Background: an optimization exercise with open tools, aiming at small area and a short achievable clock period. Do not read the settings as production practice. Where RTL was checked, it was by simulation tests only, not by an equivalence proof against the original. The series may have gaps, and a smaller design here may also do less where the tests do not look. No functional check of the RTL was part of run 5. Power figures rest on the tool's default switching activity, not on a simulated workload.

Run 1, metal layers overlaid:
(1 px per um) Only two layers are drawn.
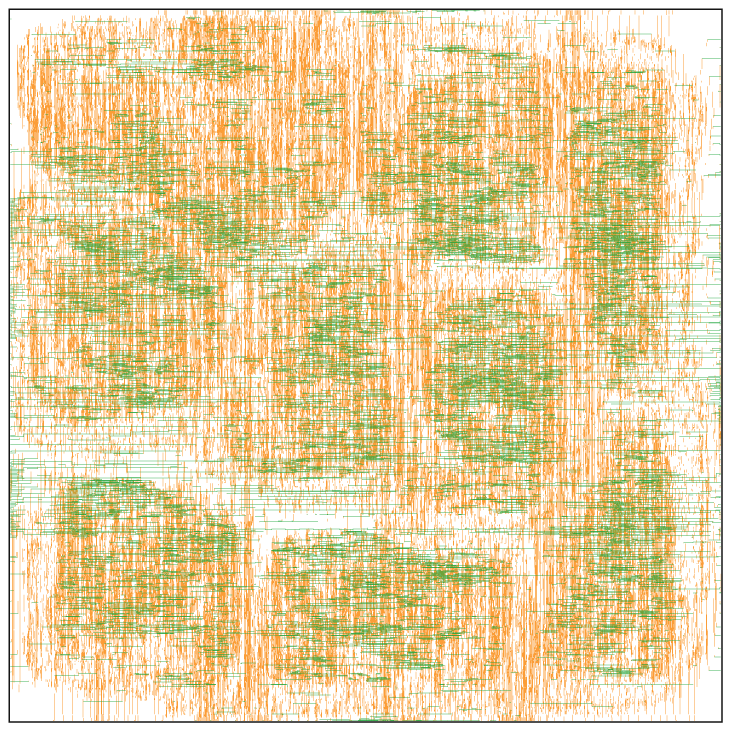
Run 1, nets reached from selected ports:
(1 px per um)
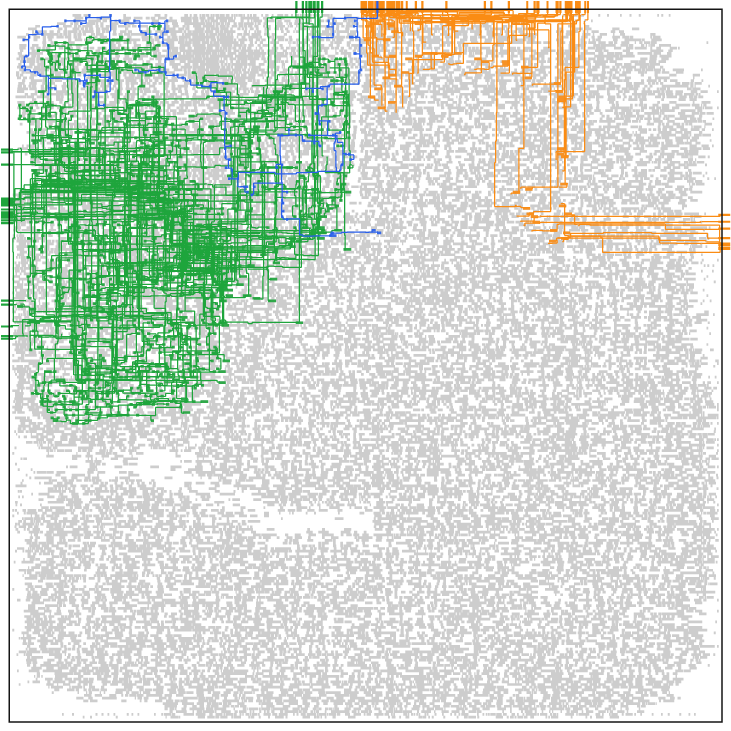
Run 1, track usage over the die:
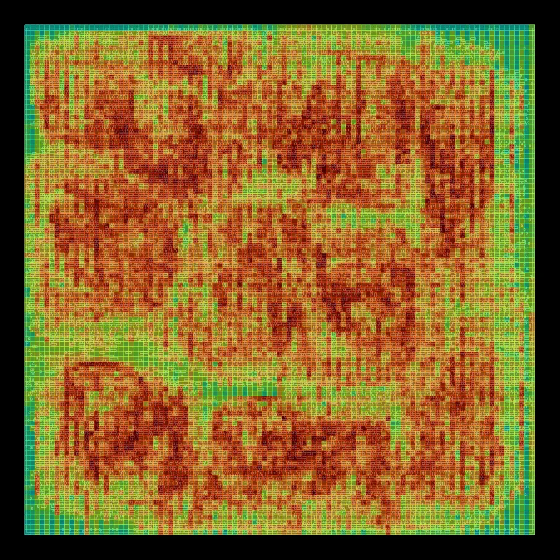
==> flow/design.v, too long to show whole: its modules and the start of the top module <==
// module mac_pe: 2110 lines
// module mac_pe1: 2110 lines
// module mac_pe0: 2673 lines
// module fa: 4 lines
// module fa_g: 6 lines
// module xor_g: 3 lines
// module maj_g: 3 lines
// module ha: 4 lines
// module booth_enc: 5 lines
// module booth_enc_1: 5 lines
// module booth_enc_m: 5 lines
// module pg_aoi: 4 lines
// module pg_oai: 4 lines
// module g_aoi: 3 lines
// module g_oai: 3 lines
// module systolic_array: 48 lines
module systolic_array(
    input [31:0] a1,a2,a3,
    input [31:0] b1,b2,b3,
    input rst, clk,
    output [63:0] c1,c2,c3,c4,c5,c6,c7,c8,c9
    );
  // ...
==> flow/flow/run.sh <==
#!/bin/bash
set -euo pipefail
MARGIN=6.8
bash standard.sh SETUP_SLACK_MARGIN=$MARGIN "BUFFER_PORTS_ARGS=-buffer_cell sky130_fd_sc_hd__buf_2" finish > standard.log 2>&1
==> flow/standard.sh <==
#!/bin/bash
# synth_recipe.tcl (not shown) runs the flow's synth.tcl, then flattens the netlist and writes it again
# the make line also repeats each setting of config.mk as NAME=value (left out here)
make -C /OpenROAD-flow-scripts/flow DESIGN_CONFIG=/design/flow/config.mk WORK_HOME=/design/flow/orfs CLKGATE_MAP_FILE= SYNTH_SCRIPT=/design/flow/synth_recipe.tcl "${@:-finish}"
==> flow/config.mk <==
export PLATFORM = sky130hd
export DESIGN_NAME = systolic_array
export DESIGN_NICKNAME = systolic_array
export VERILOG_FILES = /design/flow/design.v
export SDC_FILE = /design/flow/constraint.sdc
export NUM_CORES = 8
export LEC_CHECK = 0
export CAP_MARGIN = 20
export CORE_MARGIN = 2
export CORE_UTILIZATION = 55
export CTS_BUF_LIST = sky130_fd_sc_hd__clkbuf_4 sky130_fd_sc_hd__clkbuf_8
export PLACE_DENSITY = 0.6
export SLEW_MARGIN = 20
export SYNTH_HIERARCHICAL = 1
==> flow/constraint.sdc <==
create_clock -name core_clock -period 12.0 [get_ports {clk}]
set_input_delay 2.4000 -clock core_clock [delete_from_list [all_inputs] [get_ports {clk}]]
set_output_delay 2.4000 -clock core_clock [all_outputs]
set_load 0.01 [all_outputs]
==> reports/qor.csv, run 1 <==
stage,metric,value,unit
run_status,status,finished clean,
placed_design,pre_cts_ws,4.20,ns
cells_and_area,final_common_cell,xnor2_1,
worst_setup_path,reg2reg_slack,6.81,ns
synth,synth.avg_cell_area,11.0,um2
worst_setup_path,slowest_stage,dfxtp_4,
global_route,grt_pass1_wl,1470000,um
placed_design,hpwl,648000,um
placed_design,place.gp.congestion,0.947,
routing,drt_iter0_drc,24000,
sta,worst_slew_pin_slew,1.22,ns
die,die_w,711,um
global_route,grt_max_degree,80,
worst_setup_path,path_buf_inv,3,
cells_and_area,area_growth,7.55,%
worst_setup_path,path_class,reg2out,
synth,post_synth_mux_area_share,0,%
cells_and_area,final_layout_size_suffix_gt1_share,23.6,%
worst_setup_path,cp_max_fo,5,
cells_and_area,final_cell_mix,"xnor2_1 (4,561), a22oi_1 (3,834), fa_1 (3,790)",
worst_setup_path,end_kind,output port,
synth,synth_xor_area_share,21.1,%
global_route,grt_overflow,0,
worst_hold_path,hold_class,reg2reg,
routing,drc,0,
sta,min_period,5.51,ns
routing,routedWlPerCell,31.8,um
worst_setup_path,cp_top_family,simple AND/OR/NAND/NOR gates,
worst_setup_path,arrival,3.11,ns
sta,max_freq,181,MHz
die,start_util,55.3,%
power,p_leak,112,nW
routing,antenna_left,0,
synth,async_flop_share,0,%
routing,viasPerCell,6.51,
clock_tree,clockBufferDepth,4,
job,maxCapViolCount,0,
die,coreArea,0.498,mm2
worst_setup_path,required,9.60,ns
clock_tree,tritoncts,done,
sta,fin_skew,0.119,ns
clock_tree,numCtsBuffers,406,
synth,synth_compound_area_share,17.9,%
worst_setup_path,slowest_delay,0.47,ns
power,peakVddDrop,0.000412,V
global_route,antenna_found_initial,73,
die,dieArea,0.506,mm2
sta,drv_slew,0,
synth,synth-edff-count,0,
sta,rsz0062_at_grt,yes,
synth,syn_area,0.275,mm2
worst_setup_path,r2r_cells,11,
worst_hold_path,min_path_cells,0,
worst_setup_path,start_kind,flop,
global_route,top_usage_layer,met2,
-- 'metal layers overlaid' (at the start) --
orange -> metal 2  # wire length 433 mm
green -> metal 3  # wire length 123 mm
final WL: 1,010,000 um
GRT Total Usage: 38.8%

-- 'nets reached from selected ports' (at the start) --
green -> `b1`  # direction input, edge 22 left, 10 top, end cells 1,333, buffers 160, wire 45.9 mm
orange -> `c5`  # direction output, edge 56 top, 8 right, end cells 64, buffers 64, wire 8,170 um
blue -> `rst`  # direction input, edge top, end cells 131, buffers 2, wire 1,800 um
IO Pins: 770
Port Buffers: 769

-- 'track usage over the die' (at the start) --
grt met1 use: 48.6%
grt met2 use: 58.3%

[run 1: per-stage QoR]
| step | cells | power [mW] | area (um2) | util [%] |
|---|---|---|---|---|
| 5_1_grt | 31600 | 112 | 296000 | 59.4 |
| 4_1_cts | 31400 | 101 | 291000 | 58.5 |
| 3_5_place_dp | 30500 | 91.3 | 276000 | 55.5 |
| 2_1_floorplan | 25000 | 71.0 | 277000 | - |
| 6_report | 31700 | 102 | 296000 | 59.4 |
| 3_3_place_gp | 30500 | 90.3 | 276000 | 55.5 |
[run 1: routing by layer]
layer,wire (um),share of wire [%],vias to the layer above
li1,-,-,84200
met1,372000,37,104000
met2,433000,43,13900
met3,123000,12,3653
met4,80000,7.9,34
met5,232,0.023,-
[run 1: Yosys cell counts, types with 12 or more instances]
library cell | number | area share, %
nand2_1 | 739 | 1.0
and2b_1 | 16 | 0.044
fa_1 | 3888 | 28
ha_1 | 1030 | 4.7
o21ai_1 | 207 | 0.38
buf_4 | 554 | 1.5
a21oi_2 | 792 | 2.5
maj3_2 | 545 | 2.2
o21ai_0 | 138 | 0.25
clkbuf_4 | 23 | 0.063
nand2b_1 | 160 | 0.36
xor2_1 | 1955 | 6.2
dfxtp_1 | 2139 | 16
nor2_1 | 739 | 1.0
inv_1 | 358 | 0.49
a22oi_4 | 24 | 0.19
o21ai_2 | 234 | 0.75
clkbuf_8 | 12 | 0.060
buf_6 | 687 | 2.8
o22ai_2 | 160 | 0.73
a22oi_1 | 3881 | 11
xnor2_1 | 4655 | 15
buf_2 | 1378 | 2.5
nor2b_1 | 118 | 0.27
a22oi_2 | 559 | 2.5
[run 1: layout make-up]
| type | instances | area [um2] |
|---|---|---|
| Multi-Input combinational cell | 19900 | 218000 |
| Sequential cell | 2139 | 43400 |
| Inverter | 358 | 1340 |
| Tap cell | 6655 | 8330 |
| Timing Repair Buffer | 1847 | 15500 |
| Fill cell | 41900 | 202000 |
| Antenna cell | 60 | 150 |
| Clock inverter | 151 | 1860 |
| Clock buffer | 589 | 7510 |
[run 1: what timing repair did]
item / CTS / global route
cloned: 23 / 18
endpoints found under the setup margin: 515 / 304
pin swaps: 129 / 222
gates resized for setup: 773 / 501
setup buffers: 199 / 193
[run 1: power breakdown]
group          internal, mW  switching [mW]
Clock                  4.76            3.68
Sequential             11.0            2.23
Combinational          36.1            44.3
Total                  51.9            50.2
Run 1, the metal 1 layer:
(1 px per um) Supply wires on this layer in grey.
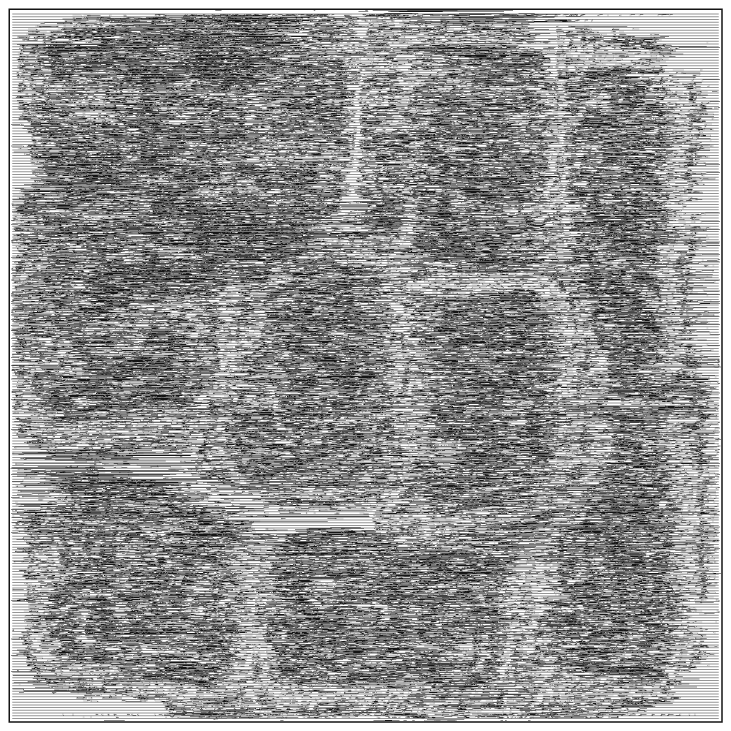

==> run 1 -> run 2 <==
==> flow/flow/run.sh (replaced) <==
#!/bin/bash
set -euo pipefail
MARGIN=6.7
bash standard.sh SETUP_SLACK_MARGIN=$MARGIN "BUFFER_PORTS_ARGS=-buffer_cell sky130_fd_sc_hd__buf_2" finish > standard.log 2>&1
Run 2, the metal 1 layer:
(1 px per um) Supply wires on this layer in grey.
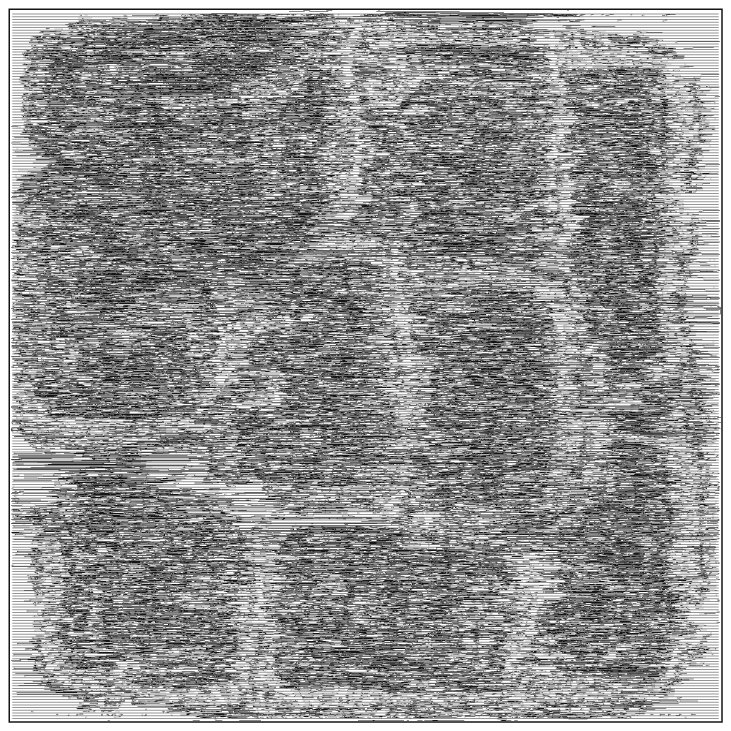
wire length on this layer = 373 mm
nets with wire on the layer = 26,194
total number of vias: 205,000
final WL: 1,000,000 um
grt met1 use: 48.8%

Run 2, metal layers overlaid:
(1 px per um) Only two layers are drawn.
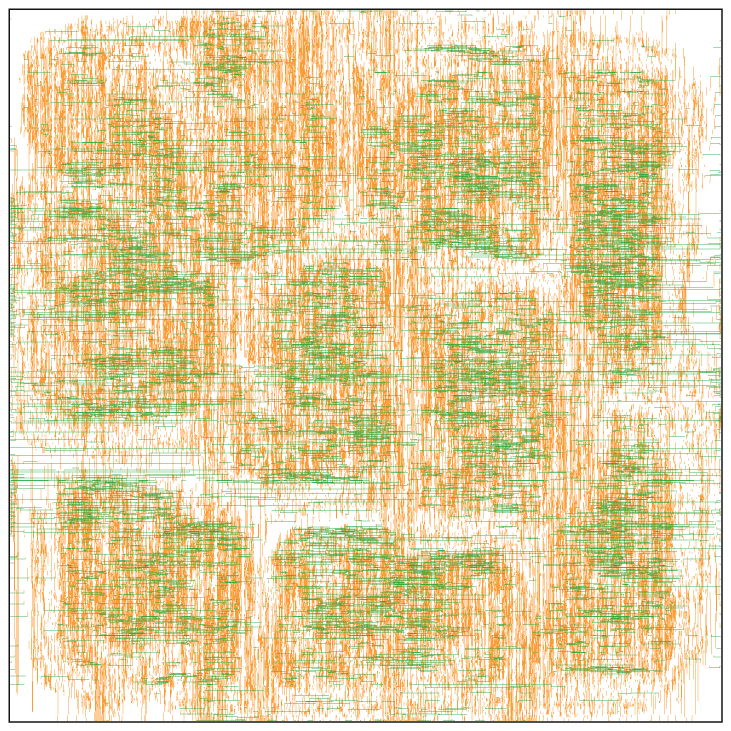
orange -> metal 2  # wire length 431 mm
green -> metal 3  # wire length 120 mm
GRT Total Usage: 38.7%
WL/cell: 31.8 um

==> reports/qor.csv, run 2 <==
stage,metric,value,unit,change
worst_setup_path,reg2reg_slack,6.74,ns,-0.07 ns
synth,synth_top_area_cell,fa_1,,
routing,drt_iter0_drc,23400,,-2.7%
die,ios,770,,unchanged
die,start_util,55.3,%,unchanged
global_route,grt_max_degree,81,,+1.3%
worst_hold_path,min_path_cells,0,,unchanged
sta,fin_skew,0.113,ns,-0.00595 ns
synth,yosys-top-cells-area,"fa_1 (28%), dfxtp_1 (16%), xnor2_1 (15%)",,
cells_and_area,area.sequential,0.0433,mm2,about the same
placed_design,place.gp.congestion,0.933,,-1.4%
routing,drc,0,,unchanged
cells_and_area,final_common_cell,xnor2_1,,
placed_design,io_buffers,769,,unchanged
clock_tree,clkTransAtPathRegs,0.06,ns,
die,coreArea,0.498,mm2,unchanged
placed_design,hpwl,651000,um,+0.48%
routing,viasPerCell,6.50,,-0.18%
synth,synth-edff-count,0,,unchanged
worst_setup_path,end_kind,output port,,
synth,syn_inst,25000,,
cells_and_area,final_cell_mix,"xnor2_1 (4,596), a22oi_1 (3,841), fa_1 (3,794)",,
die,die_w,711,um,unchanged
clock_tree,numCtsBuffers,408,,+0.49%
die,dieArea,0.506,mm2,unchanged
worst_hold_path,hold_class,reg2reg,,
worst_setup_path,path_class,reg2out,,
worst_setup_path,cp_max_fo,5,,unchanged
cells_and_area,area_growth,6.62,%,
clock_tree,tritoncts,done,,
sta,min_period,5.58,ns,+0.0649 ns
sta,rsz0062_at_grt,yes,,
synth,synth_xor_area_share,21.1,%,unchanged
sta,worst_slew_pin_slew,1.23,ns,+0.00814 ns
cells_and_area,fillers,42300,,+0.87%
global_route,antenna_found_initial,80,,+9.6%
routing,antenna_left,0,,unchanged
sta,final_hold_viol_count,0,,
power,peakVddDrop,0.000334,V,-19%
global_route,grt_pass1_wl,1470000,um,-0.33%
job,maxCapViolCount,0,,unchanged
worst_setup_path,start_kind,flop,,
sta,drv_slew,0,,unchanged
synth,synth_most_common_cell,xnor2_1,,
run_status,status,finished clean,,
synth,synth_top_area_share,28.3,%,unchanged
synth,synth.avg_cell_area,11.0,um2,unchanged
synth,post_synth_mux_area_share,0,%,unchanged
synth,synth_compound_area_share,17.9,%,unchanged
worst_setup_path,required,9.60,ns,about the same
global_route,grt_overflow,0,,unchanged
worst_setup_path,r2r_cells,12,,+1
synth,syn_area,0.275,mm2,unchanged
Run 2, track usage over the die:
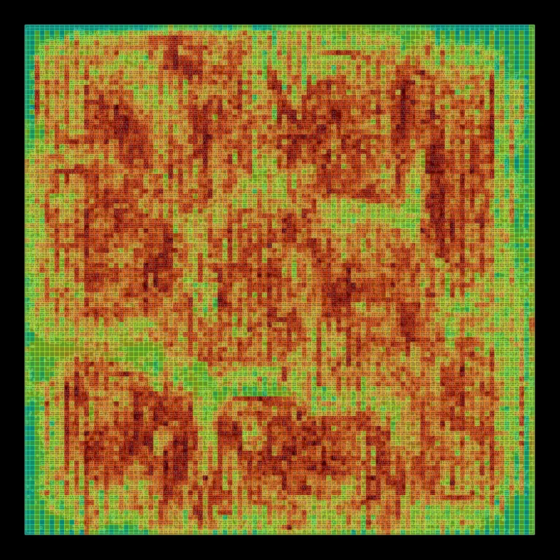
fin util: 58.9%
GR peak layer: met2
grt met2 use: 57.5%

==> run 2: power by group <==
part / internal, mW / switching [mW] / total (mW) / leakage, nW
logic: 35.8 / 44.0 / 79.8 / 87.8
clock network: 4.81 / 3.58 / 8.39 / 4.91
registers: 11.0 / 2.21 / 13.2 / 17.9
total: 51.5 / 49.8 / 101 / 111
==> run 2: kinds of logic after synthesis <==
family	Yosys count
xor gates and xnor gates	6618
AOI/OAI and AO/OA	5995
adders and majority gates	5463
buffers and inverters	3021
DFF	2139
and+or+nand+nor	1776
other	9
==> run 2: cell type report <==
| type | count | area share (%) |
|---|---|---|
| tap | 6655 | 2.84 |
| clock buffer | 604 | 2.62 |
| inverter | 358 | 0.459 |
| clock inverter | 127 | 0.556 |
| sequential | 2139 | 14.8 |
| antenna | 40 | 0.0341 |
| timing repair buffer | 1728 | 4.69 |
| multi-input combinational | 19900 | 74.0 |
==> run 2: layer usage <==
layer | vias to the layer above | track usage [%] | wire length [um]
met3 | 3514 | 11.5 | 120000
met2 | 13800 | 57.5 | 431000
met5 | - | 0 | 366
met1 | 104000 | 48.8 | 373000
li1 | 83900 | - | -
met4 | 54 | 25.9 | 79000
==> run 2: what timing repair did <==
action                     4_1_cts  5_1_grt
resized for setup              628      435
buffers inserted               141      126
cloned                           9       21
pin swaps                       97       97
setup endpoints to repair      413      289
==> run 2: worst max-delay path: stages, from the launching register on <==
cell,delay (ns)
dfxtp_4,0.47
nand2_4,0.12
nor2_4,0.24
nand2_4,0.14
o21ai_4,0.23
buf_6,0.13
a21oi_2,0.05
o21ai_2,0.08
xor2_1,0.26
buf_2,0.18
==> run 2: through the flow <==
stage	instance area [um2]	total power, mW	setup slack (ns)	hold slack [ns]	instances
final	293000	101	6.42	0.357	31500
after global routing	293000	112	6.42	0.364	31500
after CTS	290000	101	6.48	0.357	31400
after detailed placement	276000	91.5	4.23	0.334	30500
after global placement	276000	90.4	4.23	0.334	30500
after floorplan	277000	70.9	6.24	0.332	25000
Run 2, nets reached from selected ports:
(1 px per um)
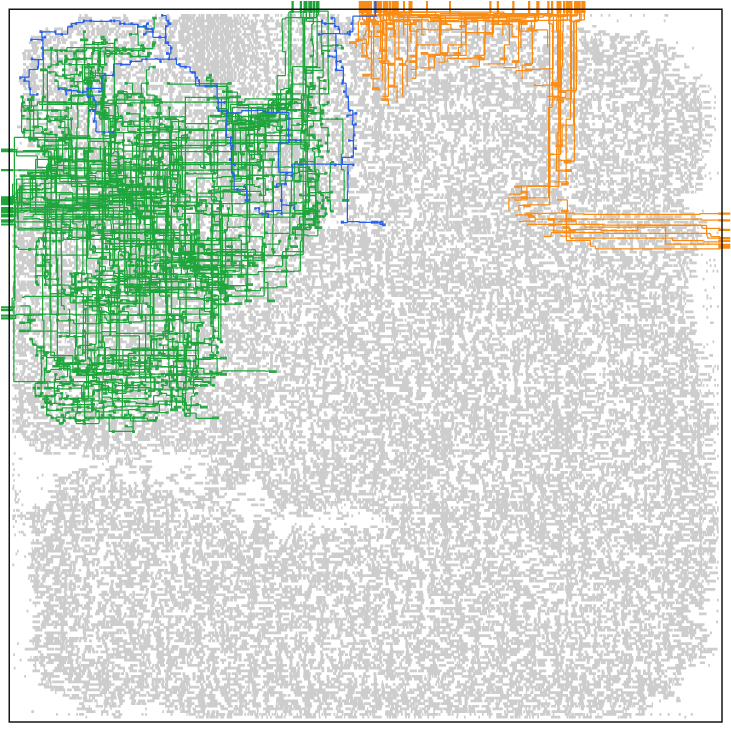

==> run 2 -> run 3 <==
==> flow/flow/run.sh (replaced) <==
#!/bin/bash
set -euo pipefail
MARGIN=6.6
bash standard.sh SETUP_SLACK_MARGIN=$MARGIN "BUFFER_PORTS_ARGS=-buffer_cell sky130_fd_sc_hd__buf_2" finish > standard.log 2>&1
Run 3, nets reached from selected ports:
(1 px per um)
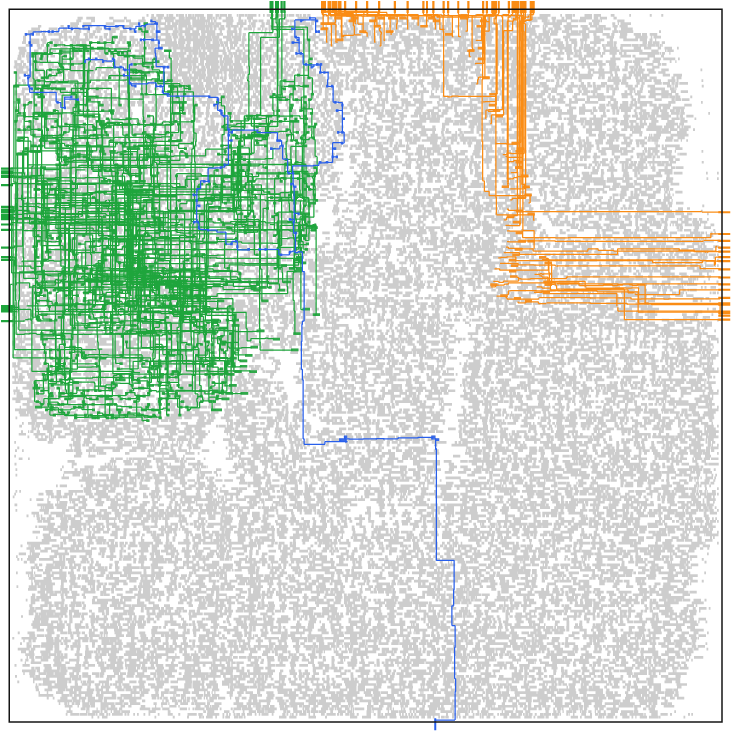
orange -> `c5`  # direction output, edge 46 top, 18 right, end cells 64, buffers 64, wire 9,120 um
green -> `b1`  # direction input, edge 25 left, 7 top, end cells 1,331, buffers 94, wire 45.7 mm
blue -> `rst`  # direction input, edge bottom, end cells 131, buffers 3, wire 2,210 um

Run 3, metal layers overlaid:
(1 px per um) Only two layers are drawn.
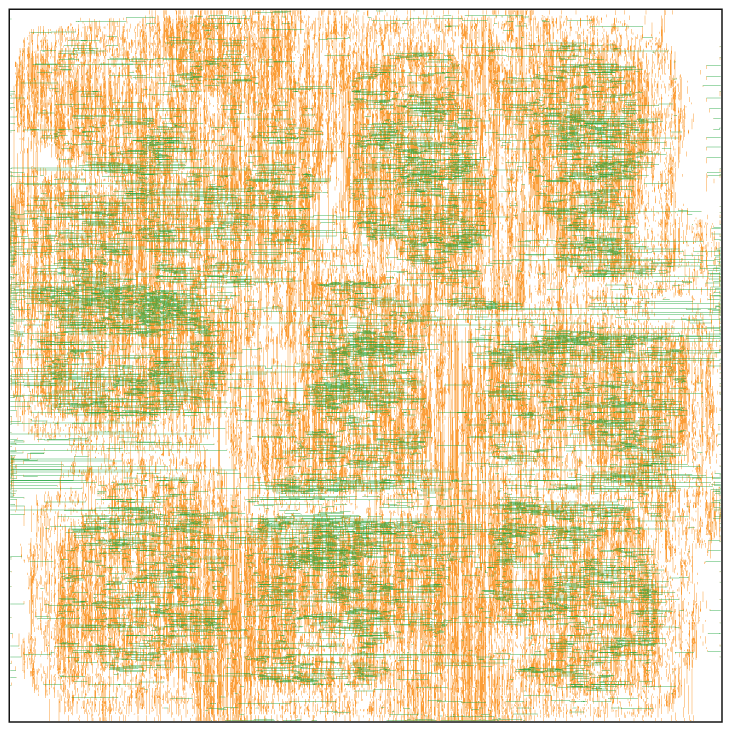
total number of vias: 205,000
WL/cell: 31.7 um
GRT Total Usage: 38.4%
final WL: 999,000 um

Run 3, the metal 1 layer:
(1 px per um) Supply wires on this layer in grey.
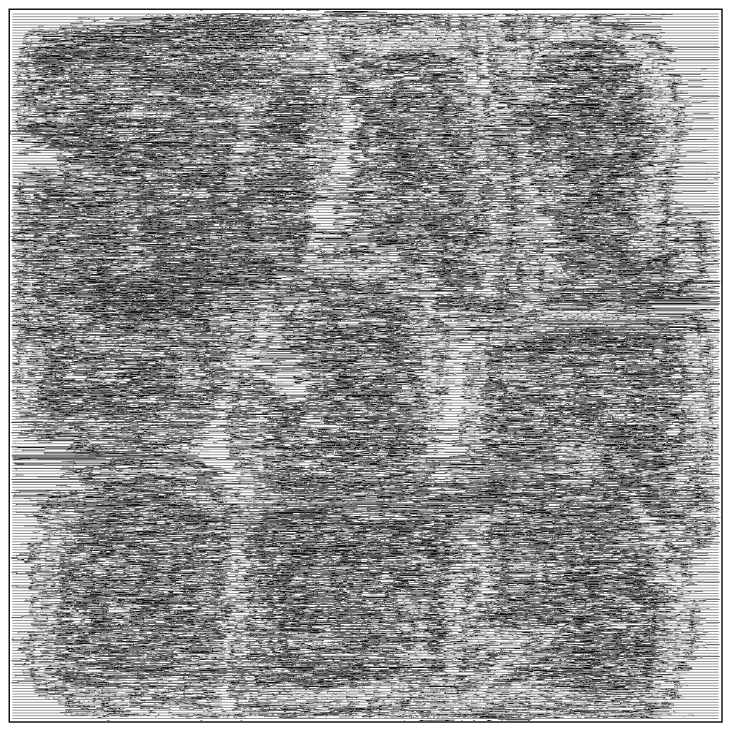
grt met1 use: 48.3%

==> reports/qor.csv, run 3 <==
stage,metric,value,unit,change
worst_setup_path,end_kind,output port,,
synth,syn_inst,25000,,unchanged
worst_setup_path,start_kind,flop,,
worst_setup_path,required,9.60,ns,about the same
synth,synth.avg_cell_area,11.0,um2,unchanged
clock_tree,tritoncts,done,,
synth,yosysSeqAreaShare,15.6,%,
power,peakVddDrop,0.000377,V,+13%
sta,fin_skew,0.128,ns,+0.0144 ns
synth,synth_compound_area_share,17.9,%,unchanged
synth,syn_area,0.275,mm2,unchanged
worst_setup_path,r2r_cells,10,,-2
cells_and_area,final_cell_mix,"xnor2_1 (4,606), a22oi_1 (3,860), fa_1 (3,846)",,
die,ios,770,,unchanged
synth,synth-edff-count,0,,unchanged
routing,drt_iter0_drc,22600,,-3.3%
synth,synth_top_area_share,28.3,%,unchanged
sta,final_hold_viol_count,0,,unchanged
worst_setup_path,cp_max_fo,5,,unchanged
synth,synth_top_area_cell,fa_1,,
die,start_util,55.3,%,unchanged
global_route,grt_overflow,0,,unchanged
synth,yosys-top-cells-area,"fa_1 (28%), dfxtp_1 (16%), xnor2_1 (15%)",,
synth,post_synth_mux_area_share,0,%,unchanged
placed_design,hpwl,652000,um,about the same
worst_setup_path,path_class,reg2out,,
sta,fin_hold_ws,0.345,ns,-0.0125 ns
die,dieArea,0.506,mm2,unchanged
routing,drc,0,,unchanged
job,maxCapViolCount,0,,unchanged
worst_hold_path,hold_class,reg2reg,,
clock_tree,clkTransAtPathRegs,0.06,ns,about the same
routing,viasPerCell,6.50,,about the same
sta,worst_slew_pin_slew,1.22,ns,-0.0101 ns
cells_and_area,final_common_cell,xnor2_1,,
global_route,grt_pass1_wl,1460000,um,-0.87%
routing,antenna_left,0,,unchanged
sta,drv_slew,0,,unchanged
clock_tree,numCtsBuffers,402,,-1.5%
global_route,grt_max_degree,86,,+6.2%
placed_design,io_buffers,769,,unchanged
run_status,status,finished clean,,
sta,min_period,5.50,ns,-0.0745 ns
global_route,antenna_found_initial,97,,+21%
worst_hold_path,min_path_cells,0,,unchanged
worst_setup_path,reg2reg_slack,6.59,ns,-0.15 ns
placed_design,place.gp.congestion,0.928,,-0.59%
sta,rsz0062_at_grt,yes,,
die,die_w,711,um,unchanged
placed_design,placed_area,0.276,mm2,-0.21%
die,coreArea,0.498,mm2,unchanged
[run 3: power by group]
| group | total (mW) | switching [mW] | internal [mW] |
|---|---|---|---|
| sequential | 13.2 | 2.25 | 11.0 |
| combinational | 80.4 | 44.6 | 35.8 |
| clock | 8.39 | 3.57 | 4.82 |
| total | 102 | 50.5 | 51.6 |
[run 3: stage by stage]
step                      std cells  setup slack (ns)  power (mW)
after detailed placement      30500              4.20        92.2
after global placement        30500              4.19        90.9
after floorplan               25000              6.24        70.8
after global routing          31500              6.43         112
after CTS                     31300              6.43         102
final                         31500              6.50         102
[run 3: final cells by class]
class / instances / area, um2
inverters: 358 / 1350
multi-input cells: 19900 / 217000
flip-flops and latches: 2139 / 43300
clock inverters: 128 / 1710
clock buffers: 602 / 7600
fillers: 42400 / 206000
repair buffers: 1684 / 12900
diodes: 62 / 155
well taps: 6655 / 8330
[run 3: cell families after synthesis]
kind of cell	after synthesis
AOI/OAI and AO/OA	5995
buffers and inverters	3021
adders and majority gates	5463
and+or+nand+nor	1776
DFF	2139
xor gates and xnor gates	6618
other	9
[run 3: critical path: stages (launching register included)]
cell     delay (ns)
dfxtp_4        0.41
a21oi_4        0.27
o21ai_4        0.12
a21oi_4        0.18
buf_6          0.13
o21ai_4        0.06
a21oi_4        0.19
o21ai_4        0.11
xor2_2         0.19
buf_2          0.17
[run 3: per-layer routing]
layer  vias to the layer above  routed length (um)  global-route usage, %
met5                         -                 573                      0
li1                      83800                   -                      -
met1                    104000              372000                   48.3
met2                     13700              432000                   57.6
met4                        56               79100                   25.6
met3                      3512              116000                   11.0
[run 3: repair_timing]
| item | in CTS | in global routing |
|---|---|---|
| buffers inserted | 116 | 106 |
| cloned | 7 | 22 |
| endpoints found under the hold margin | 0 | 0 |
| setup endpoints to repair | 409 | 232 |
| hold buffers | 0 | 0 |
| gates resized for setup | 605 | 404 |
| pin swaps | 73 | 109 |
Run 3, track usage over the die:
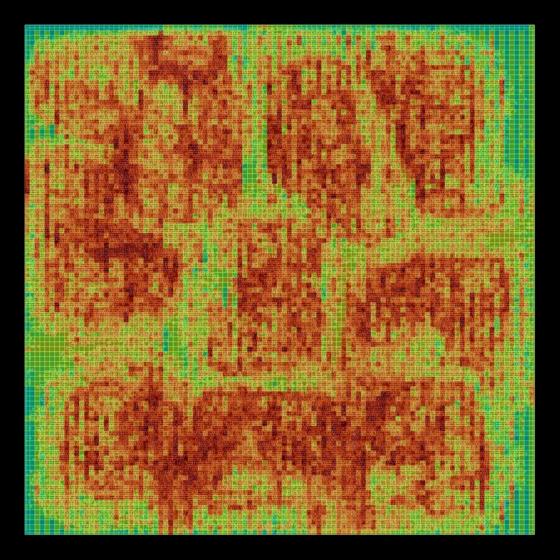

==> run 3 -> run 4 <==
==> flow/flow/run.sh (replaced) <==
#!/bin/bash
set -euo pipefail
MARGIN=6.6
bash standard.sh SETUP_SLACK_MARGIN=$MARGIN TNS_END_PERCENT=10 "BUFFER_PORTS_ARGS=-buffer_cell sky130_fd_sc_hd__buf_2" finish > standard.log 2>&1
Run 4, track usage over the die:
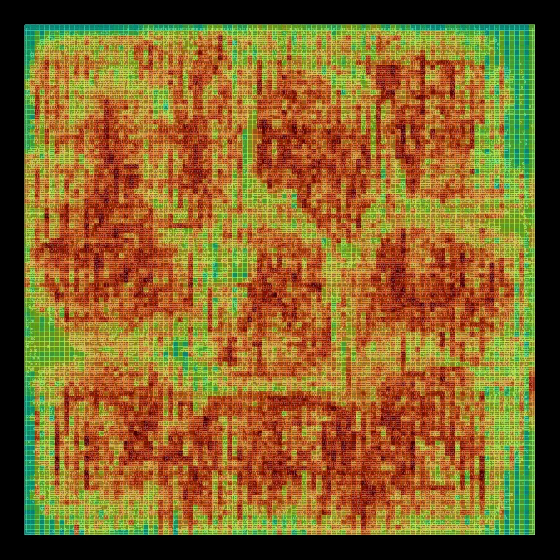
grt met1 use: 48.8%
grt met2 use: 58.5%
WL/cell: 31.9 um
GRT Total Usage: 38.9%
M3 GR Usage: 11.7%

Run 4, the metal 1 layer:
(1 px per um) Supply wires on this layer in grey.
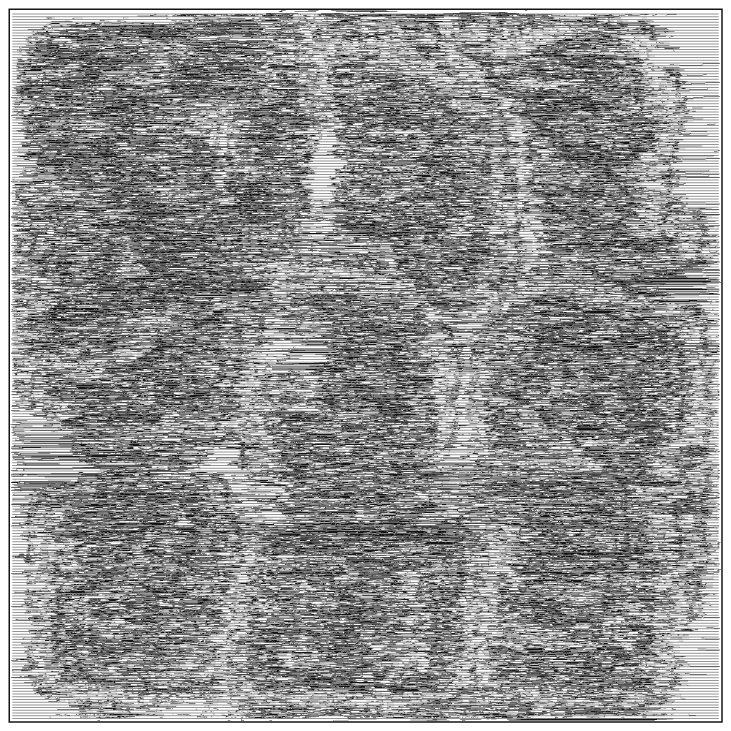
nets with wire on the layer = 26,008
wire length on this layer = 374 mm
total number of vias: 204,000
final WL: 1,000,000 um

Run 4, nets reached from selected ports:
(1 px per um)
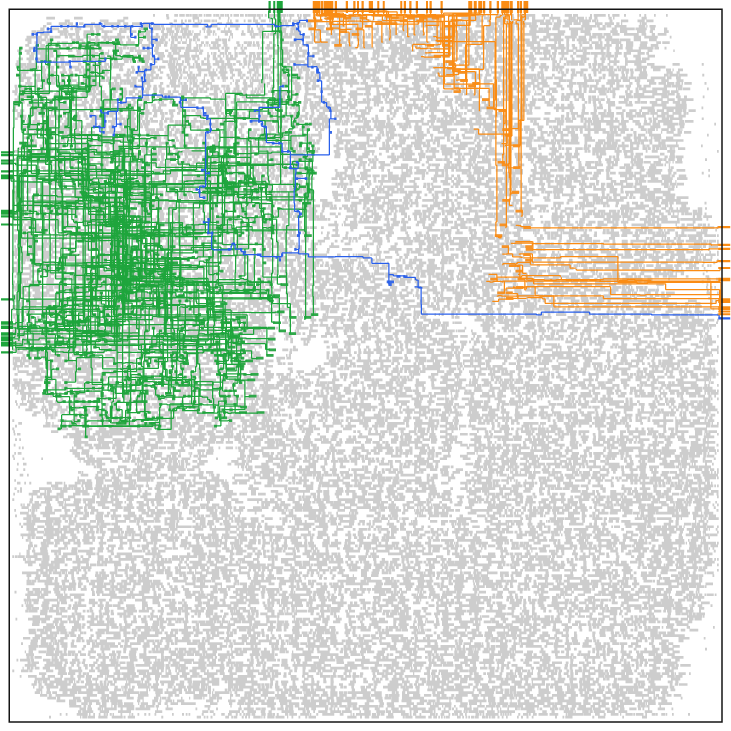

==> reports/qor.csv, run 4 <==
stage,metric,value,unit,change
run_status,status,finished clean,,
routing,drc,0,,unchanged
worst_setup_path,start_kind,flop,,
placed_design,placed_area,0.275,mm2,-0.14%
sta,fin_hold_ws,0.323,ns,-0.0214 ns
placed_design,place.gp.congestion,0.937,,+1.0%
worst_setup_path,path_buf_inv,2,,unchanged
worst_setup_path,required,13.08,ns,+3.48 ns
placed_design,hpwl,657000,um,+0.76%
power,power,103,mW,+0.52%
synth,synth_top_area_share,28.3,%,unchanged
die,ios,770,,unchanged
placed_design,place_inst,30500,,+0.14%
worst_setup_path,path_class,reg2reg,,
cells_and_area,final_common_cell,xnor2_1,,
die,start_util,55.3,%,unchanged
synth,syn_inst,25000,,unchanged
clock_tree,tritoncts,done,,
worst_setup_path,worstPathCellList,buf_4 -> xor2_2 -> buf_4 -> a22oi_1 -> xnor2_1 -> fa_1 -> fa_1 -> fa_1 -> fa_1 -> fa_1,,
die,coreArea,0.498,mm2,unchanged
synth,yosysSeqAreaShare,15.6,%,unchanged
worst_setup_path,cp_max_fo,33,,+28
sta,worst_slew_pin_slew,1.24,ns,+0.0250 ns
synth,synth_top_area_cell,fa_1,,
routing,drt_iter0_drc,22800,,+0.74%
routing,antenna_left,0,,unchanged
worst_setup_path,cpMostUsedCell,fa_1,,
global_route,grt_overflow,0,,unchanged
routing,viasPerCell,6.49,,-0.13%
worst_setup_path,reg2reg_slack,6.39,ns,-0.20 ns
sta,fin_skew,0.111,ns,-0.0172 ns
sta,finalWorstSetupSlack,6.39,ns,-0.112 ns
clock_tree,cts_hold_buffers,0,,unchanged
global_route,grt_pass1_wl,1470000,um,+1.1%
worst_setup_path,end_kind,flop,,
## run 4: cell counts after synthesis
Identical to the previous run, type by type.
## run 4: final cells by class
cell class | instances | area, um2
well taps | 6655 | 8330
repair buffers | 1654 | 12400
inverters | 358 | 1340
flip-flops and latches | 2139 | 43300
fillers | 42800 | 208000
clock buffers | 561 | 7240
multi-input cells | 19900 | 215000
diodes | 52 | 130
clock inverters | 146 | 1850
## run 4: power breakdown
part	leakage, nW	internal (mW)	total, mW	switching, mW
clock	4.75	4.69	8.23	3.55
combinational	86.5	35.8	81.2	45.4
sequential	17.9	11.0	13.1	2.13
## run 4: what timing repair did
item | 4_1_cts | 5_1_grt
pin swaps | 52 | 27
endpoints found under the setup margin | 328 | 308
setup buffers | 101 | 58
gates resized for setup | 432 | 273
cloned | 4 | 14
## run 4: logic make-up after synthesis
kind of cell,Yosys count,share of synthesized area [%]
AOI/OAI and AO/OA,5995,17.9
xor gates and xnor gates,6618,21.1
adders and majority gates,5463,35.2
buffers and inverters,3021,7.45
DFF,2139,15.6
other,9,0.0123
and+or+nand+nor,1776,2.70
## run 4: metal layers
| metal | vias to the layer above | GRT usage [%] | routed length, um |
|---|---|---|---|
| met5 | - | 0.141 | 387 |
| met4 | 48 | 25.4 | 80600 |
| met3 | 3491 | 11.7 | 119000 |
| met2 | 13400 | 58.5 | 430000 |
| met1 | 103000 | 48.8 | 374000 |
| li1 | 83700 | - | - |
Run 4, metal layers overlaid:
(1 px per um) Only two layers are drawn.
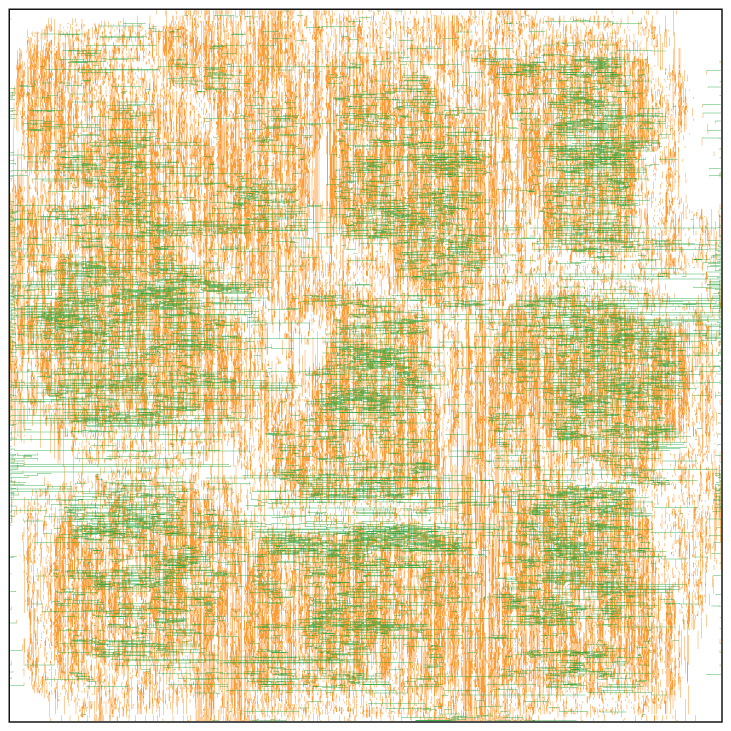

--- run 5: outline of the changes from run 4 ---
flow/design.v: 6992 -> 6992 lines; modules unchanged: 15
  mac_pe1: edited, 2110 -> 2110 lines
==> flow/flow/run.sh (replaced) <==
#!/bin/bash
set -euo pipefail
MARGIN=6.7
bash standard.sh SETUP_SLACK_MARGIN=$MARGIN "BUFFER_PORTS_ARGS=-buffer_cell sky130_fd_sc_hd__buf_2" finish > standard.log 2>&1
Run 5, metal layers overlaid:
(1 px per um) Only two layers are drawn.
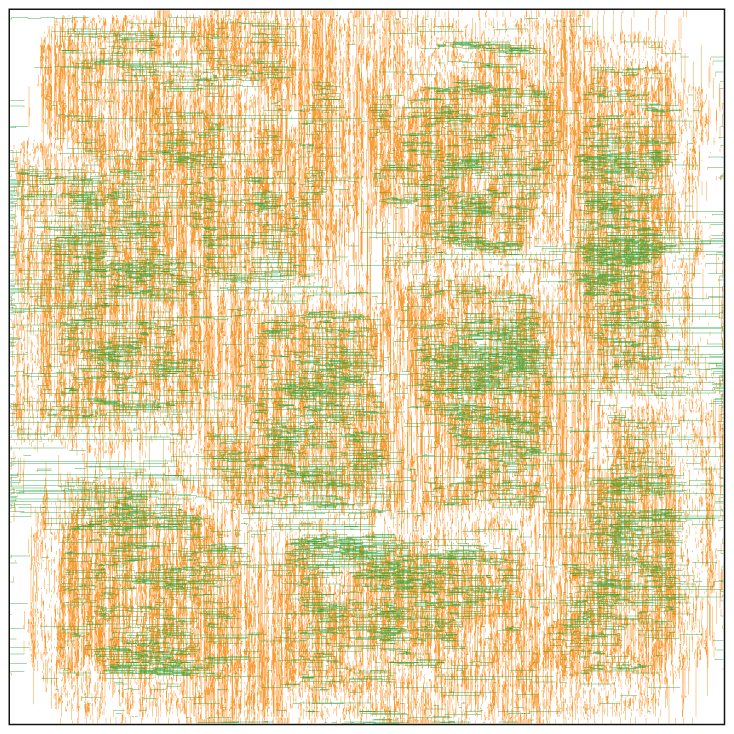
orange -> metal 2  # wire length 433 mm
green -> metal 3  # wire length 120 mm
total number of vias: 206,000
final WL: 1,010,000 um
WL/cell: 31.9 um
GRT Total Usage: 38.8%

Run 5, track usage over the die:
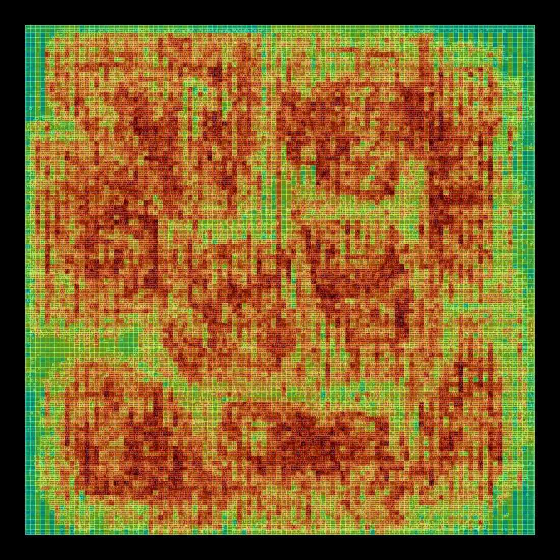
grt met1 use: 48.4%
grt met2 use: 58.0%

==> reports/qor.csv, run 5 <==
stage,metric,value,unit,change
run_status,status,finished clean,,
sta,finalSetupViolCount,0,,
die,dieArea,0.509,mm2,
placed_design,place.gp.congestion,0.952,,+1.6%
worst_setup_path,required,9.60,ns,-3.48 ns
power,peakVddDrop,0.000702,V,
sta,fin_hold_ws,0.366,ns,+0.0424 ns
cells_and_area,stdcell_count,31700,,
placed_design,placed_area,0.278,mm2,+0.76%
die,coreArea,0.502,mm2,+0.78%
sta,worst_slew_pin_slew,1.22,ns,-0.0240 ns
worst_setup_path,worstPathCellList,a21oi_4 -> o21ai_2 -> a21oi_2 -> o21ai_2 -> buf_4 -> a21oi_2 -> o21ai_1 -> xor2_1 -> buf_2,,
job,maxCapViolCount,0,,
sta,max_freq,180,MHz,
routing,dr.pass1.iters,12,,
cells_and_area,fillers,42700,,-0.23%
sta,rsz0062_at_grt,yes,,
clock_tree,tritoncts,done,,
placed_design,hpwl,653000,um,-0.63%
die,rows,260,,
routing,drc,0,,unchanged
synth,syn_inst,25100,,+0.42%
synth,synth_top_area_share,28.1,%,-0.20 points
cells_and_area,finalInstanceArea,0.294,mm2,
worst_setup_path,reg2reg_slack,6.70,ns,+0.31 ns
global_route,grt_overflow,0,,unchanged
sta,slew_headroom,18.9,%,
worst_setup_path,slowest_stage,dfxtp_4,,
power,p_leak,112,nW,
sta,min_period,5.54,ns,
routing,viasPerCell,6.49,,about the same
synth,synth_top_area_cell,fa_1,,
sta,fin_skew,0.133,ns,+0.0228 ns
synth,synth_ff_type,dfxtp_1,,
clock_tree,cts_root_buf,clkbuf_8,,
routing,antenna_left,0,,unchanged
die,die_y,714,um,
synth,async_flop_share,0,%,
worst_setup_path,path_buf_inv,2,,unchanged
synth,synth_common_cells,"xnor2_1 (4,655), a22oi_1 (3,917), fa_1 (3,888), dfxtp_1 (2,243), xor2_1 (1,953)",,
synth,synth_most_common_cell,xnor2_1,,
die,ios,770,,unchanged
worst_setup_path,path_class,reg2out,,
sta,drv_slew,0,,
synth,syn_area,0.277,mm2,
routing,drt_iter0_drc,23700,,+4.1%
placed_design,place_inst,30600,,+0.30%
worst_setup_path,end_kind,output port,,
global_route,grt_pass1_wl,1480000,um,+0.28%
die,start_util,55.2,%,about the same
worst_hold_path,hold_class,reg2reg,,
worst_setup_path,arrival,3.14,ns,
sta,final_hold_viol_count,0,,
cells_and_area,final_common_cell,xnor2_1,,
clock_tree,numClockSinks,2243,,
synth,yosysSeqAreaShare,16.2,%,+0.64 points
worst_setup_path,start_kind,flop,,
synth,synth.avg_cell_area,11.0,um2,
worst_setup_path,cp_max_fo,4,,-88%
Run 5, the metal 1 layer:
(1 px per um) Supply wires on this layer in grey.
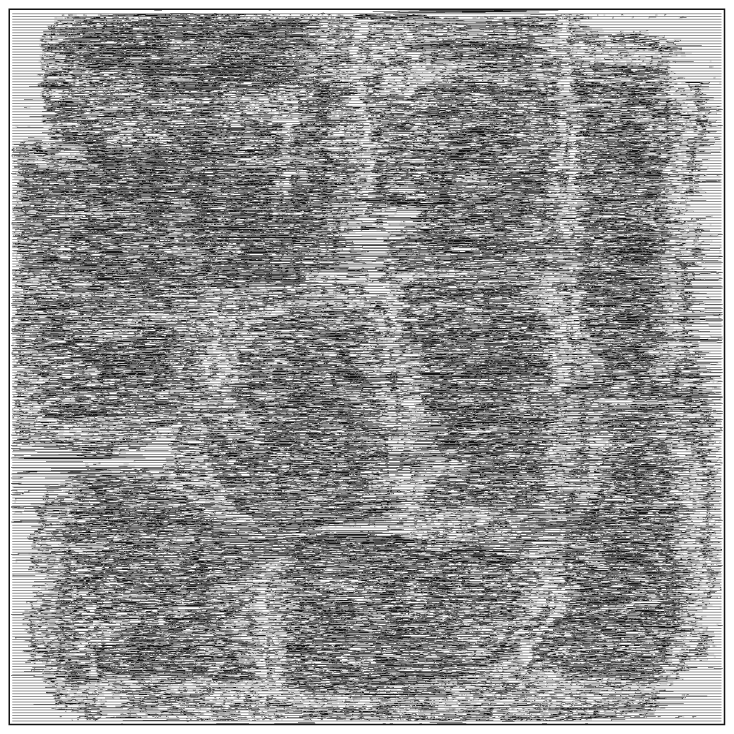
share of all routed wire = 37%
longest straight run = 217 um
main direction = horizontal
wire length on this layer = 374 mm

## run 5: cell count changes after synthesis, sizes merged
| cell | previous run | this run |
|---|---|---|
| dfxtp | 2139 | 2243 |
| xor2 | 1955 | 1953 |
| clkbuf | 44 | 38 |
| buf | 2619 | 2625 |
| inv | 358 | 360 |
## run 5: area by class of cell
cell class	count	area, um2	share of cell area, %
diodes	48	120	0.0408
clock buffers	615	7930	2.69
clock inverters	143	1640	0.558
inverters	360	1350	0.459
multi-input cells	19900	216000	73.4
flip-flops and latches	2243	45400	15.4
well taps	6681	8360	2.84
repair buffers	1737	13600	4.61
## run 5: stage by stage
stage	power (mW)	setup WS [ns]
6_report	106	6.46
5_1_grt	117	6.44
4_1_cts	106	6.49
3_5_place_dp	95.9	4.21
3_3_place_gp	94.9	4.20
2_1_floorplan	74.5	6.24
## run 5: report_power, final
group	leakage [nW]	total, mW	switching, mW	internal [mW]
combinational	87.7	84.0	46.7	37.4
sequential	18.8	13.7	2.30	11.4
clock	5.05	8.58	3.71	4.87
total	112	106	52.7	53.6
## run 5: layer usage
layer  GRT usage, %  vias to the layer above  wire [um]
met4           26.7                       65      84400
met2           58.0                    13900     433000
li1               -                    84200          -
met5          0.170                        -        447
met3           11.4                     3622     120000
met1           48.4                   104000     374000
## run 5: timing repair
action / in CTS / in global routing
resized for setup: 605 / 368
endpoints found under the setup margin: 426 / 292
pin swaps: 102 / 91
cloned: 10 / 19
buffers inserted: 165 / 108
hold buffers: 0 / 0
## run 5: kinds of logic after synthesis
kind of cell | after synthesis | synth area share (%)
DFF | 2243 | 16.2
adders and majority gates | 5463 | 35.0
and+or+nand+nor | 1776 | 2.68
AOI/OAI and AO/OA | 5995 | 17.8
buffers and inverters | 3023 | 7.43
other | 9 | 0.0122
xor gates and xnor gates | 6616 | 21.0

## port drivers added, routing unchanged
How much do the figures lean on ideal ports? The routed layouts below were timed once more, with nothing changed but the port constraints. Step 1 assumes that a clkbuf_16 drives the clock port and a buf_2 every other input. Step 2 also shifts input and output timing later by t, the mid clock arrival at the registers, as if the neighbouring blocks saw the same clock. Slacks: no drivers / after step 1 / after step 2; pairs: no drivers / after step 1.
| run | t (ns) | setup slack, ns | worst setup path at the end |
|---|---|---|---|
| run 1 | 1.391 | 6.488 / 6.363 / 5.262 | input to register |
| run 2 | 1.336 | 6.423 / 6.294 / 5.244 | input to register |
| run 3 | 1.380 | 6.497 / 6.368 / 5.187 | input to register |
| run 4 | 1.357 | 6.385 / 6.315 / 5.182 | input to register |
| run 5 | 1.331 | 6.459 / 6.317 / 5.329 | input to register |
After both steps every run listed still meets setup and hold. For run 3, which loses most, drivers alone change the setup slack by -0.129 ns; drivers and shift together by -1.310 ns.
